This is an optimization exercise on Yosys and OpenROAD, whose aim is small area, a short achievable clock period and few clock cycles per item, not a production implementation. Only the layout flow was run in this run; the RTL was not checked for function there. Power is estimated from default activity; no workload was simulated.

==> images/layers.png <==
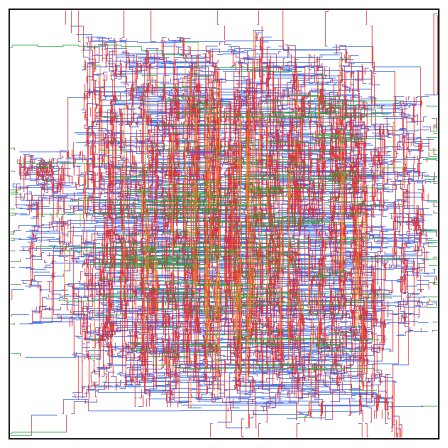
==> images/class_map.png <==
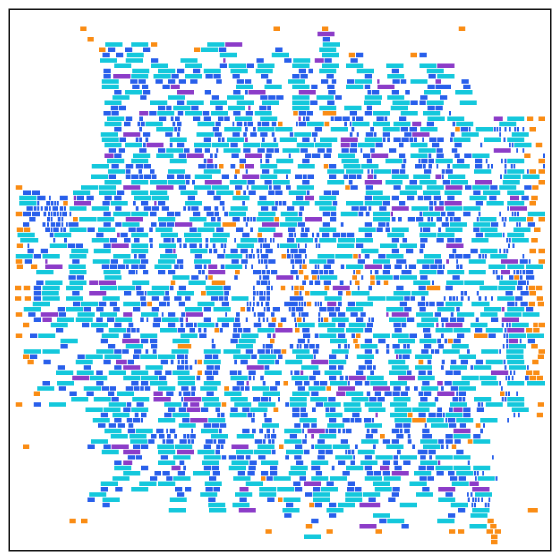
==> flow/design.v <==
module axi_lite_master #(
    parameter ADDR_WIDTH = 32,    
    parameter DATA_WIDTH = 32     
)(
    input                           aclk,        
    input                           aresetn,     
    input                           wr_req,      
    input [ADDR_WIDTH-1:0]          wr_addr,     
    input [DATA_WIDTH-1:0]          wr_data,     
    input [DATA_WIDTH/8-1:0]        wr_strb,     
    output reg                      wr_done,     
    output reg [1:0]                wr_resp,     
    input                           rd_req,      
    input [ADDR_WIDTH-1:0]          rd_addr,     
    output reg [DATA_WIDTH-1:0]     rd_data,     
    output reg                      rd_done,     
    output reg [1:0]                rd_resp,     
    input                           awready, 	 
    output reg [ADDR_WIDTH-1:0]     awaddr,	     
    output reg                      awvalid,	 
    input                           wready,	     
    output reg [DATA_WIDTH-1:0]     wdata,	     
    output reg [DATA_WIDTH/8-1:0]   wstrb,	     
    output reg                      wvalid,	     
    input [1:0]                     bresp,	     
    input                           bvalid,	     
    output reg                      bready,	     
    input                           arready, 	 
    output reg [ADDR_WIDTH-1:0]     araddr,	     
    output reg                      arvalid,	 
    input [DATA_WIDTH-1:0]          rdata,	     
    input [1:0]                     rresp,	     
    input                           rvalid,	     
    output reg                      rready	     
);
    localparam WR_IDLE = 3'b000;   
    localparam WR_ADDR = 3'b001;   
    localparam WR_DATA = 3'b010;   
    localparam WR_BOTH = 3'b011;   
    localparam WR_RESP = 3'b100;   
    reg [2:0] wr_state;            
    reg [2:0] wr_state_next;       
    localparam RD_IDLE = 2'b00;    
    localparam RD_ADDR = 2'b01;    
    localparam RD_DATA = 2'b10;    
    reg [1:0] rd_state;            
    reg [1:0] rd_state_next;       
    always @(posedge aclk or negedge aresetn) begin
        if (!aresetn)
            wr_state <= WR_IDLE;        
        else
            wr_state <= wr_state_next;  
    end
    always @(*) begin
        wr_state_next = wr_state;       
        case (wr_state)
            WR_IDLE: begin
                if (wr_req)
                    wr_state_next = WR_BOTH;
            end
            WR_BOTH: begin
                if (awready && wready)
                    wr_state_next = WR_RESP;  
                else if (awready)
                    wr_state_next = WR_DATA;  
                else if (wready)
                    wr_state_next = WR_ADDR;  
            end
            WR_ADDR: begin
                if (awready)
                    wr_state_next = WR_RESP;
            end
            WR_DATA: begin
                if (wready)
                    wr_state_next = WR_RESP;
            end
            WR_RESP: begin
                if (bvalid)
                    wr_state_next = WR_IDLE;
            end
            default: wr_state_next = WR_IDLE;  
        endcase
    end
    always @(*) begin
	awvalid = 1'b0; 
     	wvalid  = 1'b0; 
   	bready  = 1'b0; 
        case (wr_state)
	    WR_IDLE: begin
            end
            WR_BOTH: begin
                awvalid = 1'b1;  
                wvalid  = 1'b1;
  		bready  = 1'b1;  
            end
            WR_ADDR: begin
                awvalid = 1'b1;  
		bready  = 1'b1;   
            end
            WR_DATA: begin
                wvalid  = 1'b1;  
		bready  = 1'b1;  
            end
            WR_RESP: begin
           	 bready  = 1'b1; 
            end
            default: begin
                awvalid = 1'b0;
                wvalid  = 1'b0;
                bready  = 1'b0;
            end
        endcase
    end
    always @(posedge aclk or negedge aresetn) begin
        if (!aresetn)
            wr_done <= 1'b0;
        else
            wr_done <= (bvalid && bready);  
    end
    always @(posedge aclk or negedge aresetn) begin
        if (!aresetn) begin
            awaddr <= {ADDR_WIDTH{1'b0}};
            wdata  <= {DATA_WIDTH{1'b0}};
            wstrb  <= {(DATA_WIDTH/8){1'b0}};
        end else if (wr_req && wr_state == WR_IDLE) begin
            awaddr <= wr_addr;  
            wdata  <= wr_data;  
            wstrb  <= wr_strb;  
        end
    end
    always @(posedge aclk or negedge aresetn) begin
        if (!aresetn)
            wr_resp <= 2'b10;
        else if (bvalid && bready)
            wr_resp <= bresp;  
    end
    always @(posedge aclk or negedge aresetn) begin
        if (!aresetn)
            rd_state <= RD_IDLE;
        else
            rd_state <= rd_state_next;
    end
    always @(*) begin
        rd_state_next = rd_state;
        case (rd_state)
            RD_IDLE: begin
                if (rd_req)
                    rd_state_next = RD_ADDR;  
            end
            RD_ADDR: begin
                if (arready)
                    rd_state_next = RD_DATA;  
            end
            RD_DATA: begin
                if (rvalid)
                    rd_state_next = RD_IDLE;  
            end
            default: rd_state_next = RD_IDLE;  
        endcase
    end
    always @(*) begin
        case (rd_state)
            RD_IDLE: begin
                arvalid = 1'b0;  
                rready  = 1'b0;
            end
            RD_ADDR: begin
                arvalid = 1'b1;  
                rready  = 1'b1;  
            end
            RD_DATA: begin
                arvalid = 1'b0;  
                rready  = 1'b1;  
            end
            default: begin
                arvalid = 1'b0;
                rready  = 1'b0;
            end
        endcase
    end
    always @(posedge aclk or negedge aresetn) begin
        if (!aresetn) begin
            rd_done  <= 1'b0;
        end else begin
            rd_done <= (rvalid && rready);
        end
    end
    always @(posedge aclk or negedge aresetn) begin
        if (!aresetn)
            araddr <= {ADDR_WIDTH{1'b0}};
        else if (rd_req && rd_state == RD_IDLE)
            araddr <= rd_addr;  
    end
    always @(posedge aclk or negedge aresetn) begin
        if (!aresetn) begin
            rd_data <= {DATA_WIDTH{1'b0}};
            rd_resp <= 2'b10;
        end else if (rvalid && rready) begin
            rd_data <= rdata;   
            rd_resp <= rresp;   
        end
    end
endmodule
module axi_lite_slave #(
    parameter ADDR_WIDTH = 32,    
    parameter DATA_WIDTH = 32     
)(
    input                           aclk,        
    input                           aresetn,     
    input [ADDR_WIDTH-1:0]          awaddr,      
    input                           awvalid,     
    output reg                      awready,     
    input [DATA_WIDTH-1:0]          wdata,       
    input [DATA_WIDTH/8-1:0]        wstrb,       
    input                           wvalid,      
    output reg                      wready,      
    output reg [1:0]                bresp,       
    output reg                      bvalid,      
    input                           bready,      
    input [ADDR_WIDTH-1:0]          araddr,      
    input                           arvalid,     
    output reg                      arready,     
    output reg [DATA_WIDTH-1:0]     rdata,       
    output reg [1:0]                rresp,       
    output reg                      rvalid,      
    input                           rready,      
    output reg [ADDR_WIDTH-1:0]     user_wr_addr,    
    output reg [DATA_WIDTH-1:0]     user_wr_data,    
    output reg [DATA_WIDTH/8-1:0]   user_wr_strb,    
    output reg                      user_wr_en,      
    input [1:0]                     user_wr_resp,    
    output reg [ADDR_WIDTH-1:0]     user_rd_addr,    
    output reg                      user_rd_en,      
    input [DATA_WIDTH-1:0]          user_rd_data,    
    input [1:0]                     user_rd_resp     
);
    localparam W_IDLE = 2'b00;    
    localparam W_ADDR = 2'b01;    
    localparam W_DATA = 2'b10;    
    localparam W_RESP = 2'b11;    
    reg [1:0] w_state;
    reg [1:0] w_state_next;
    localparam R_IDLE = 2'b00;    
    localparam R_DATA = 2'b10;    
    reg [1:0] r_state;
    reg [1:0] r_state_next;
    reg [1:0] user_rd_resp_int;   
    always @(posedge aclk or negedge aresetn) begin
        if (!aresetn)
            w_state <= W_IDLE;
        else
            w_state <= w_state_next;
    end
    always @(*) begin
        w_state_next = w_state;
        case (w_state)
            W_IDLE: begin
                if (awvalid && wvalid)
                    w_state_next = W_RESP;
                else if (awvalid)
                    w_state_next = W_DATA;
                else if (wvalid)
                    w_state_next = W_ADDR;
            end
            W_ADDR: begin
                if (awvalid)
                    w_state_next = W_RESP;
            end
            W_DATA: begin
                if (wvalid)
                    w_state_next = W_RESP;
            end
            W_RESP: begin
                if (bready)
                    w_state_next = W_IDLE;
            end
            default: w_state_next = W_IDLE;
        endcase
    end
    always @(*) begin
        awready = 1'b0;
        wready  = 1'b0;
        bvalid  = 1'b0;
        bresp   = user_wr_resp;   
        case (w_state)
            W_IDLE: begin
                if (awvalid && wvalid) begin
                    awready = 1'b1;
                    wready  = 1'b1;
                end else if (awvalid) begin
                    awready = 1'b1;
                end else if (wvalid) begin
                    wready  = 1'b1;
                end
            end
            W_ADDR: begin
                if (awvalid)
                    awready = 1'b1;
            end
            W_DATA: begin
                if (wvalid)
                    wready = 1'b1;
            end
            W_RESP: begin
		awready = 1'b0;
      		wready  = 1'b0;
                bvalid = 1'b1;
                bresp  = user_wr_resp;
            end
            default: begin
                awready = 1'b0;
                wready  = 1'b0;
                bvalid  = 1'b0;
                bresp   = 2'b10;
            end
        endcase
    end
    always @(posedge aclk or negedge aresetn) begin
        if (!aresetn) begin
            user_wr_addr <= {ADDR_WIDTH{1'b0}};
            user_wr_data <= {DATA_WIDTH{1'b0}};
            user_wr_strb <= {(DATA_WIDTH/8){1'b0}};
        end else begin
            if (awvalid && awready)
                user_wr_addr <= awaddr;  
            if (wvalid && wready) begin
                user_wr_data <= wdata;   
                user_wr_strb <= wstrb;   
            end
        end
    end
    always @(posedge aclk or negedge aresetn) begin
        if (!aresetn)
            user_wr_en <= 1'b0;
        else
            user_wr_en <= ((w_state == W_IDLE && awvalid && wvalid) ||
                           (w_state == W_ADDR && awvalid) ||
                           (w_state == W_DATA && wvalid));
    end
    always @(posedge aclk or negedge aresetn) begin
        if (!aresetn)
            r_state <= R_IDLE;
        else
            r_state <= r_state_next;
    end
    always @(*) begin
        r_state_next = r_state;
        case (r_state)
            R_IDLE: begin
                if (arvalid)
                    r_state_next = R_DATA;
            end
            R_DATA: begin
                if (rready && rvalid)
                    r_state_next = R_IDLE;
            end
            default: r_state_next = R_IDLE;
        endcase
    end
    always @(*) begin
        case (r_state)
            R_IDLE: begin
                arready = 1'b1;    
                rvalid  = 1'b0;    
                rresp   = 2'b10;   
            end
            R_DATA: begin
                arready = 1'b0;    
                if (user_rd_resp_int == 2'b00) begin
                    rvalid = 1'b1;
                    rresp  = user_rd_resp_int;
                end else begin
                    rvalid = 1'b0;  
                    rresp  = 2'b10;
                end
            end
            default: begin
                arready = 1'b0;
                rvalid  = 1'b0;
                rresp   = 2'b10;
            end
        endcase
    end
    always @(posedge aclk or negedge aresetn) begin
        if (!aresetn)
            user_rd_addr <= {ADDR_WIDTH{1'b0}};
        else if (arvalid && arready)
            user_rd_addr <= araddr;
    end
    always @(posedge aclk or negedge aresetn) begin
        if (!aresetn)
            user_rd_en <= 1'b0;
        else
            user_rd_en <= (arvalid && arready);
    end
    always @(posedge aclk or negedge aresetn) begin
        if (!aresetn)
            rdata <= {DATA_WIDTH{1'b0}};
        else 
            rdata <= user_rd_data;  
    end
    always @(posedge aclk or negedge aresetn) begin
        if (!aresetn)
            user_rd_resp_int <= 2'b10;
        else
            user_rd_resp_int <= user_rd_resp;  
    end
endmodule
module register_file #(
    parameter ADDR_WIDTH = 32,
    parameter DATA_WIDTH = 32,
    parameter NUM_REGS   = 16
)(
    input                       clk,
    input                       rst_n,
    input   [ADDR_WIDTH-1:0]    wr_addr,
    input                       wr_en,
    input   [DATA_WIDTH-1:0]    wr_data,
    input   [DATA_WIDTH/8-1:0]  wr_strb,
    output  [1:0]           wr_resp,
    input   [ADDR_WIDTH-1:0]    rd_addr,
    input                       rd_en,
    output  reg [DATA_WIDTH-1:0] rd_data,
    output  reg [1:0]           rd_resp
);
    reg [DATA_WIDTH-1:0] regs [0:NUM_REGS-1];
    integer i;
    always @(posedge clk or negedge rst_n) begin
        if (!rst_n) begin
            for (i = 0; i < NUM_REGS; i = i + 1)
                regs[i] <= {DATA_WIDTH{1'b0}};
        end else begin
            if (wr_en) begin
                if (wr_strb[0]) regs[wr_addr[5:2]][ 7: 0] <= wr_data[ 7: 0];
                if (wr_strb[1]) regs[wr_addr[5:2]][15: 8] <= wr_data[15: 8];
                if (wr_strb[2]) regs[wr_addr[5:2]][23:16] <= wr_data[23:16];
                if (wr_strb[3]) regs[wr_addr[5:2]][31:24] <= wr_data[31:24];
            end
        end
    end
    assign wr_resp = wr_en ? 2'b00 : 2'b10;
    always @(*) begin
        if (rd_en) begin
            rd_data = regs[rd_addr[5:2]];
            rd_resp = 2'b00;   
        end else begin
            rd_data = {DATA_WIDTH{1'b0}};
            rd_resp = 2'b10;
        end
    end
endmodule
module axi_system_top #
(
    parameter ADDR_WIDTH = 32,
    parameter DATA_WIDTH = 32,
    parameter NUM_REGS   = 16
)
(
    input                       aclk,
    input                       aresetn,
    input                       m_wr_req,
    input   [ADDR_WIDTH-1:0]    m_wr_addr,
    input   [DATA_WIDTH-1:0]    m_wr_data,
    input   [DATA_WIDTH/8-1:0]  m_wr_strb,
    output                      m_wr_done,
    output  [1:0]               m_wr_resp,
    input                       m_rd_req,
    input   [ADDR_WIDTH-1:0]    m_rd_addr,
    output  [DATA_WIDTH-1:0]    m_rd_data,
    output                      m_rd_done,
    output  [1:0]               m_rd_resp
);
wire [ADDR_WIDTH-1:0] awaddr;
wire                  awvalid;
wire                  awready;
wire [DATA_WIDTH-1:0] wdata;
wire [DATA_WIDTH/8-1:0] wstrb;
wire                  wvalid;
wire                  wready;
wire [1:0]            bresp;
wire                  bvalid;
wire                  bready;
wire [ADDR_WIDTH-1:0] araddr;
wire                  arvalid;
wire                  arready;
wire [DATA_WIDTH-1:0] rdata_axi;
wire [1:0]            rresp_axi;
wire                  rvalid;
wire                  rready;
wire [ADDR_WIDTH-1:0]     user_wr_addr;
wire [DATA_WIDTH-1:0]     user_wr_data;
wire [DATA_WIDTH/8-1:0]   user_wr_strb;
wire                      user_wr_en;
wire [1:0]                user_wr_resp;
wire [ADDR_WIDTH-1:0]     user_rd_addr;
wire                      user_rd_en;
wire [DATA_WIDTH-1:0]     user_rd_data;
wire [1:0]                user_rd_resp;
axi_lite_master #(
    .ADDR_WIDTH(ADDR_WIDTH),
    .DATA_WIDTH(DATA_WIDTH)
) u_axi_master (
    .aclk      (aclk),
    .aresetn   (aresetn),
    .wr_req    (m_wr_req),
    .wr_addr   (m_wr_addr),
    .wr_data   (m_wr_data),
    .wr_strb   (m_wr_strb),
    .wr_done   (m_wr_done),
    .wr_resp   (m_wr_resp),
    .rd_req    (m_rd_req),
    .rd_addr   (m_rd_addr),
    .rd_data   (m_rd_data),
    .rd_done   (m_rd_done),
    .rd_resp   (m_rd_resp),
    .awready   (awready),
    .awaddr    (awaddr),
    .awvalid   (awvalid),
    .wready    (wready),
    .wdata     (wdata),
    .wstrb     (wstrb),
    .wvalid    (wvalid),
    .bresp     (bresp),
    .bvalid    (bvalid),
    .bready    (bready),
    .arready   (arready),
    .araddr    (araddr),
    .arvalid   (arvalid),
    .rdata     (rdata_axi),
    .rresp     (rresp_axi),
    .rvalid    (rvalid),
    .rready    (rready)
);
axi_lite_slave #(
    .ADDR_WIDTH(ADDR_WIDTH),
    .DATA_WIDTH(DATA_WIDTH)
) u_axi_slave (
    .aclk        (aclk),
    .aresetn     (aresetn),
    .awaddr      (awaddr),
    .awvalid     (awvalid),
    .awready     (awready),
    .wdata       (wdata),
    .wstrb       (wstrb),
    .wvalid      (wvalid),
    .wready      (wready),
    .bresp       (bresp),
    .bvalid      (bvalid),
    .bready      (bready),
    .araddr      (araddr),
    .arvalid     (arvalid),
    .arready     (arready),
    .rdata       (rdata_axi),
    .rresp       (rresp_axi),
    .rvalid      (rvalid),
    .rready      (rready),
    .user_wr_addr(user_wr_addr),
    .user_wr_data(user_wr_data),
    .user_wr_strb(user_wr_strb),
    .user_wr_en  (user_wr_en),
    .user_wr_resp(user_wr_resp),
    .user_rd_addr(user_rd_addr),
    .user_rd_en  (user_rd_en),
    .user_rd_data(user_rd_data),
    .user_rd_resp(user_rd_resp)
);
register_file #(
    .ADDR_WIDTH (ADDR_WIDTH),
    .DATA_WIDTH (DATA_WIDTH),
    .NUM_REGS   (NUM_REGS)
) u_reg_file (
    .clk      (aclk),
    .rst_n    (aresetn),
    .wr_addr  (user_wr_addr), 
    .wr_data  (user_wr_data),
    .wr_strb  (user_wr_strb),
    .wr_en    (user_wr_en),
    .wr_resp  (user_wr_resp),
    .rd_addr  (user_rd_addr),  
    .rd_en    (user_rd_en),
    .rd_data  (user_rd_data),
    .rd_resp  (user_rd_resp)
);
endmodule
==> flow/run.sh <==
#!/bin/bash
# synth_recipe.tcl (not shown) runs the flow's synth.tcl, then flattens the netlist and writes it again
# the make line also repeats each setting of config.mk as NAME=value (left out here)
make -C /OpenROAD-flow-scripts/flow DESIGN_CONFIG=/design/flow/config.mk WORK_HOME=/design/flow/orfs CLKGATE_MAP_FILE= SYNTH_SCRIPT=/design/flow/synth_recipe.tcl finish
==> flow/config.mk <==
export PLATFORM = sky130hd
export DESIGN_NAME = axi_system_top
export DESIGN_NICKNAME = axi_system_top
export VERILOG_FILES = /design/flow/design.v
export SDC_FILE = /design/flow/constraint.sdc
export NUM_CORES = 4
export LEC_CHECK = 0
export CAP_MARGIN = 20
export CORE_MARGIN = 2
export CORE_UTILIZATION = 40
export SLEW_MARGIN = 20
==> flow/constraint.sdc <==
create_clock -name core_clock -period 4.0 [get_ports {aclk}]
set_input_delay 0.8000 -clock core_clock [delete_from_list [all_inputs] [get_ports {aclk}]]
set_output_delay 0.8000 -clock core_clock [all_outputs]
set_load 0.01 [all_outputs]
==> results.json <==
{
  "routed-wl-met3_microns": 8360,
  "grt-busiest-layer": "met2",
  "clk_share_pct": 7.10,
  "first_pass_iters": 5,
  "fp.dieArea_sq_mm": 0.0770,
  "cts_tree": "built",
  "clockPowerShare_pct": 36.6,
  "routabilityCongestion": 0.887,
  "grt_overflow": 0,
  "power_leader": "registers",
  "cpMostUsedCell": "buf_4",
  "syn_inst": 2302,
  "clock_latency_ns": 0.65,
  "status": "complete, no violations",
  "wl_met2_microns": 41600,
  "cts_sinks": 679,
  "start_util_pct": 40.3,
  "met1_usage_pct": 34.2,
  "first_iter_violations": 1838,
  "largest_class": "registers",
  "fin_crit_sh_pct": 80.2,
  "critical_path_class": "reg -> reg",
  "mostFrequentLayoutCell": "dfrtp_1",
  "synthAdderAreaFrac_pct": 0.376,
  "fin_ws_ns": 0.794,
  "hp-class": "in -> async",
  "area_growth_pct": 15.1,
  "met2_usage_pct": 37.0,
  "cts-resized-gates": 0,
  "slew_viol_final": 0,
  "ys_types": 64,
  "powerDensity_mw_per_mm2": 542,
  "pwr-share-seq_pct": 39.2,
  "total_leakage_power_nw": 16.3,
  "slowest_delay_ns": 0.81,
  "p_sw_share_pct": 34.8,
  "inverters": 17,
  "critPathTopFamily": "compound AO/OA/AOI/OAI gates",
  "grt_max_degree": 84,
  "highest_layer": "met5",
  "fp.dieW_microns": 278,
  "multi_input_area_share_pct": 35.4,
  "n_clock_buffer": 119,
  "antenna_found_initial": 1,
  "slew_headroom_pct": 21.2,
  "die_y_microns": 278,
  "crit_chain": "buf_4 > nand2b_1 > a221oi_1 > nor4_1 > a2111oi_1 > buf_4 > nor2_1",
  "dp_hpwl_microns": 61800,
  "synth_flop_cell": "dfrtp_1",
  "synth_area_sq_mm": 0.0299,
  "crit_arrival_ns": 3.72,
  "clock-skew-final_ns": 0.0389,
  "fin_cells": 3423,
  "fin_nets": 2508,
  "rsz0062_at_grt": "no",
  "power_frac_comb_pct": 24.2,
  "buffers": 162,
  "tap_cells": 969,
  "synth_top_family_by_area": "multiplexers",
  "min_period_ns": 3.21,
  "hold_ws_ns": 0.187,
  "syn_area_per_cell_sq_um": 13.0,
  "cts-root-buf": "clkbuf_16",
  "rows": 100,
  "dpl_cell_area_sq_mm": 0.0320,
  "cpMaxStageDelayCell": "a2111oi_1",
  "synth_mux_area_share_pct": 25.4,
  "clk_path_buf_depth": 3,
  "yosysSeqAreaShare_pct": 56.8,
  "cts_buffers": 73,
  "synth_xor_xnor_area_share_pct": 0,
  "pg_seq_w": 0.00732,
  "cts_max_level": 3,
  "routed_via_density": 5.94,
  "io_buffers": 83,
  "drtAntennaViolNets": 0,
  "fillCellCount": 6598,
  "multi_input_gates": 1462,
  "cts_setup_buffers": 0,
  "cts.hold.buffers_added": 0,
  "core_sq_mm": 0.0742,
  "start_kind": "flop",
  "p_int_w": 0.0122,
  "ir_drop_mv": 0.448,
  "netSwitchingPower_w": 0.00649,
  "setup_viol": 0,
  "ys_seq_elements": 679,
  "synth_compound_area_share_pct": 8.44,
  "grt_use_met3_pct": 6.03,
  "crit_path_end_kind": "flop",
  "tightestPinTransition_ns": 1.18,
  "diodes": 0,
  "tns_ns": 0
}
Back to the opening pictures, layers.png:
| layer | color | wire length |
|---|---|---|
| M3 | green | 8360 microns |
| M5 | purple | 13.8 microns |
| M2 | red | 41.6 mm |
| M4 | orange | 4700 microns |
| M1 | blue | 40.7 mm |
vias after detailed routing: 20300
DRT Wirelength: 95400 microns
wire per inst: 27.9 microns
GRT Util Overall: 24.8%

Back to the opening pictures, class_map.png:
| class | color | cells | share of their area |
|---|---|---|---|
| registers | cyan | 679 | 51% |
| clock drivers and dummy loads | purple | 134 | 7.4% |
| remaining buffers and delay cells | orange | 162 | 4.6% |
| remaining logic cells | blue | 1479 | 37% |
Seq area share: 49.4%
fin area: 0.0344 sq mm

-- cell usage after synthesis (all sizes together), types with 16 or more instances --
library cell | instances | area [sq um]
o22ai | 39 | 244
nand2 | 209 | 785
inv | 16 | 60.1
mux2 | 612 | 6900
a21oi | 65 | 325
nor3 | 17 | 105
o21ai | 78 | 390
buf | 80 | 473
mux2i | 68 | 681
clkbuf | 65 | 244
nor2 | 74 | 425
a22o | 23 | 201
nand3 | 29 | 145
a221oi | 23 | 214
dfrtp | 676 | 16900
a31oi | 21 | 131
a22oi | 60 | 450
-- path summary, 6_finish.rpt --
path                                        startpoint                       to  slack (ns)  cells after the start
max                        u_axi_slave.user_rd_addr[4]     u_axi_slave.rdata[0]        0.79                      7
min                                            aresetn   u_reg_file.regs[13][6]        0.19                      1
max reg2reg                u_axi_slave.user_rd_addr[4]     u_axi_slave.rdata[0]        0.79                      7
min reg2reg                       u_axi_slave.rdata[6]  u_axi_master.rd_data[6]        0.44                      2
max in group asynchronous                      aresetn  u_reg_file.regs[11][15]        2.66                      3
min in group core_clock           u_axi_slave.rdata[6]  u_axi_master.rd_data[6]        0.44                      2

separate check: timing with driven ports:
In the flow no input, the clock included, has a driving cell. The finished layout below was timed again as built, in two steps. Step 1: set_driving_cell puts a clkbuf_16 on aclk and a buf_2 on each other input, an assumption about the parent block. Step 2 moves the port delays by t, midway between the first and last clock arrival at a register: inputs arrive t later, outputs are due t later. That takes back most of the time a late clock gives input paths. a / b / c = ideal ports / drivers / drivers and shift; a / b = the first two.
shift t [ns]: 0.696
slack for setup (ns): 0.794 / 0.794 / 0.794
worst hold slack (ns): 0.187 / 0.174 / 0.438
worst setup path after step 2: register to register
After both steps this run still meets setup and hold. The setup slack of this run moves by 0.000 ns with the drivers and by 0.000 ns with both steps.
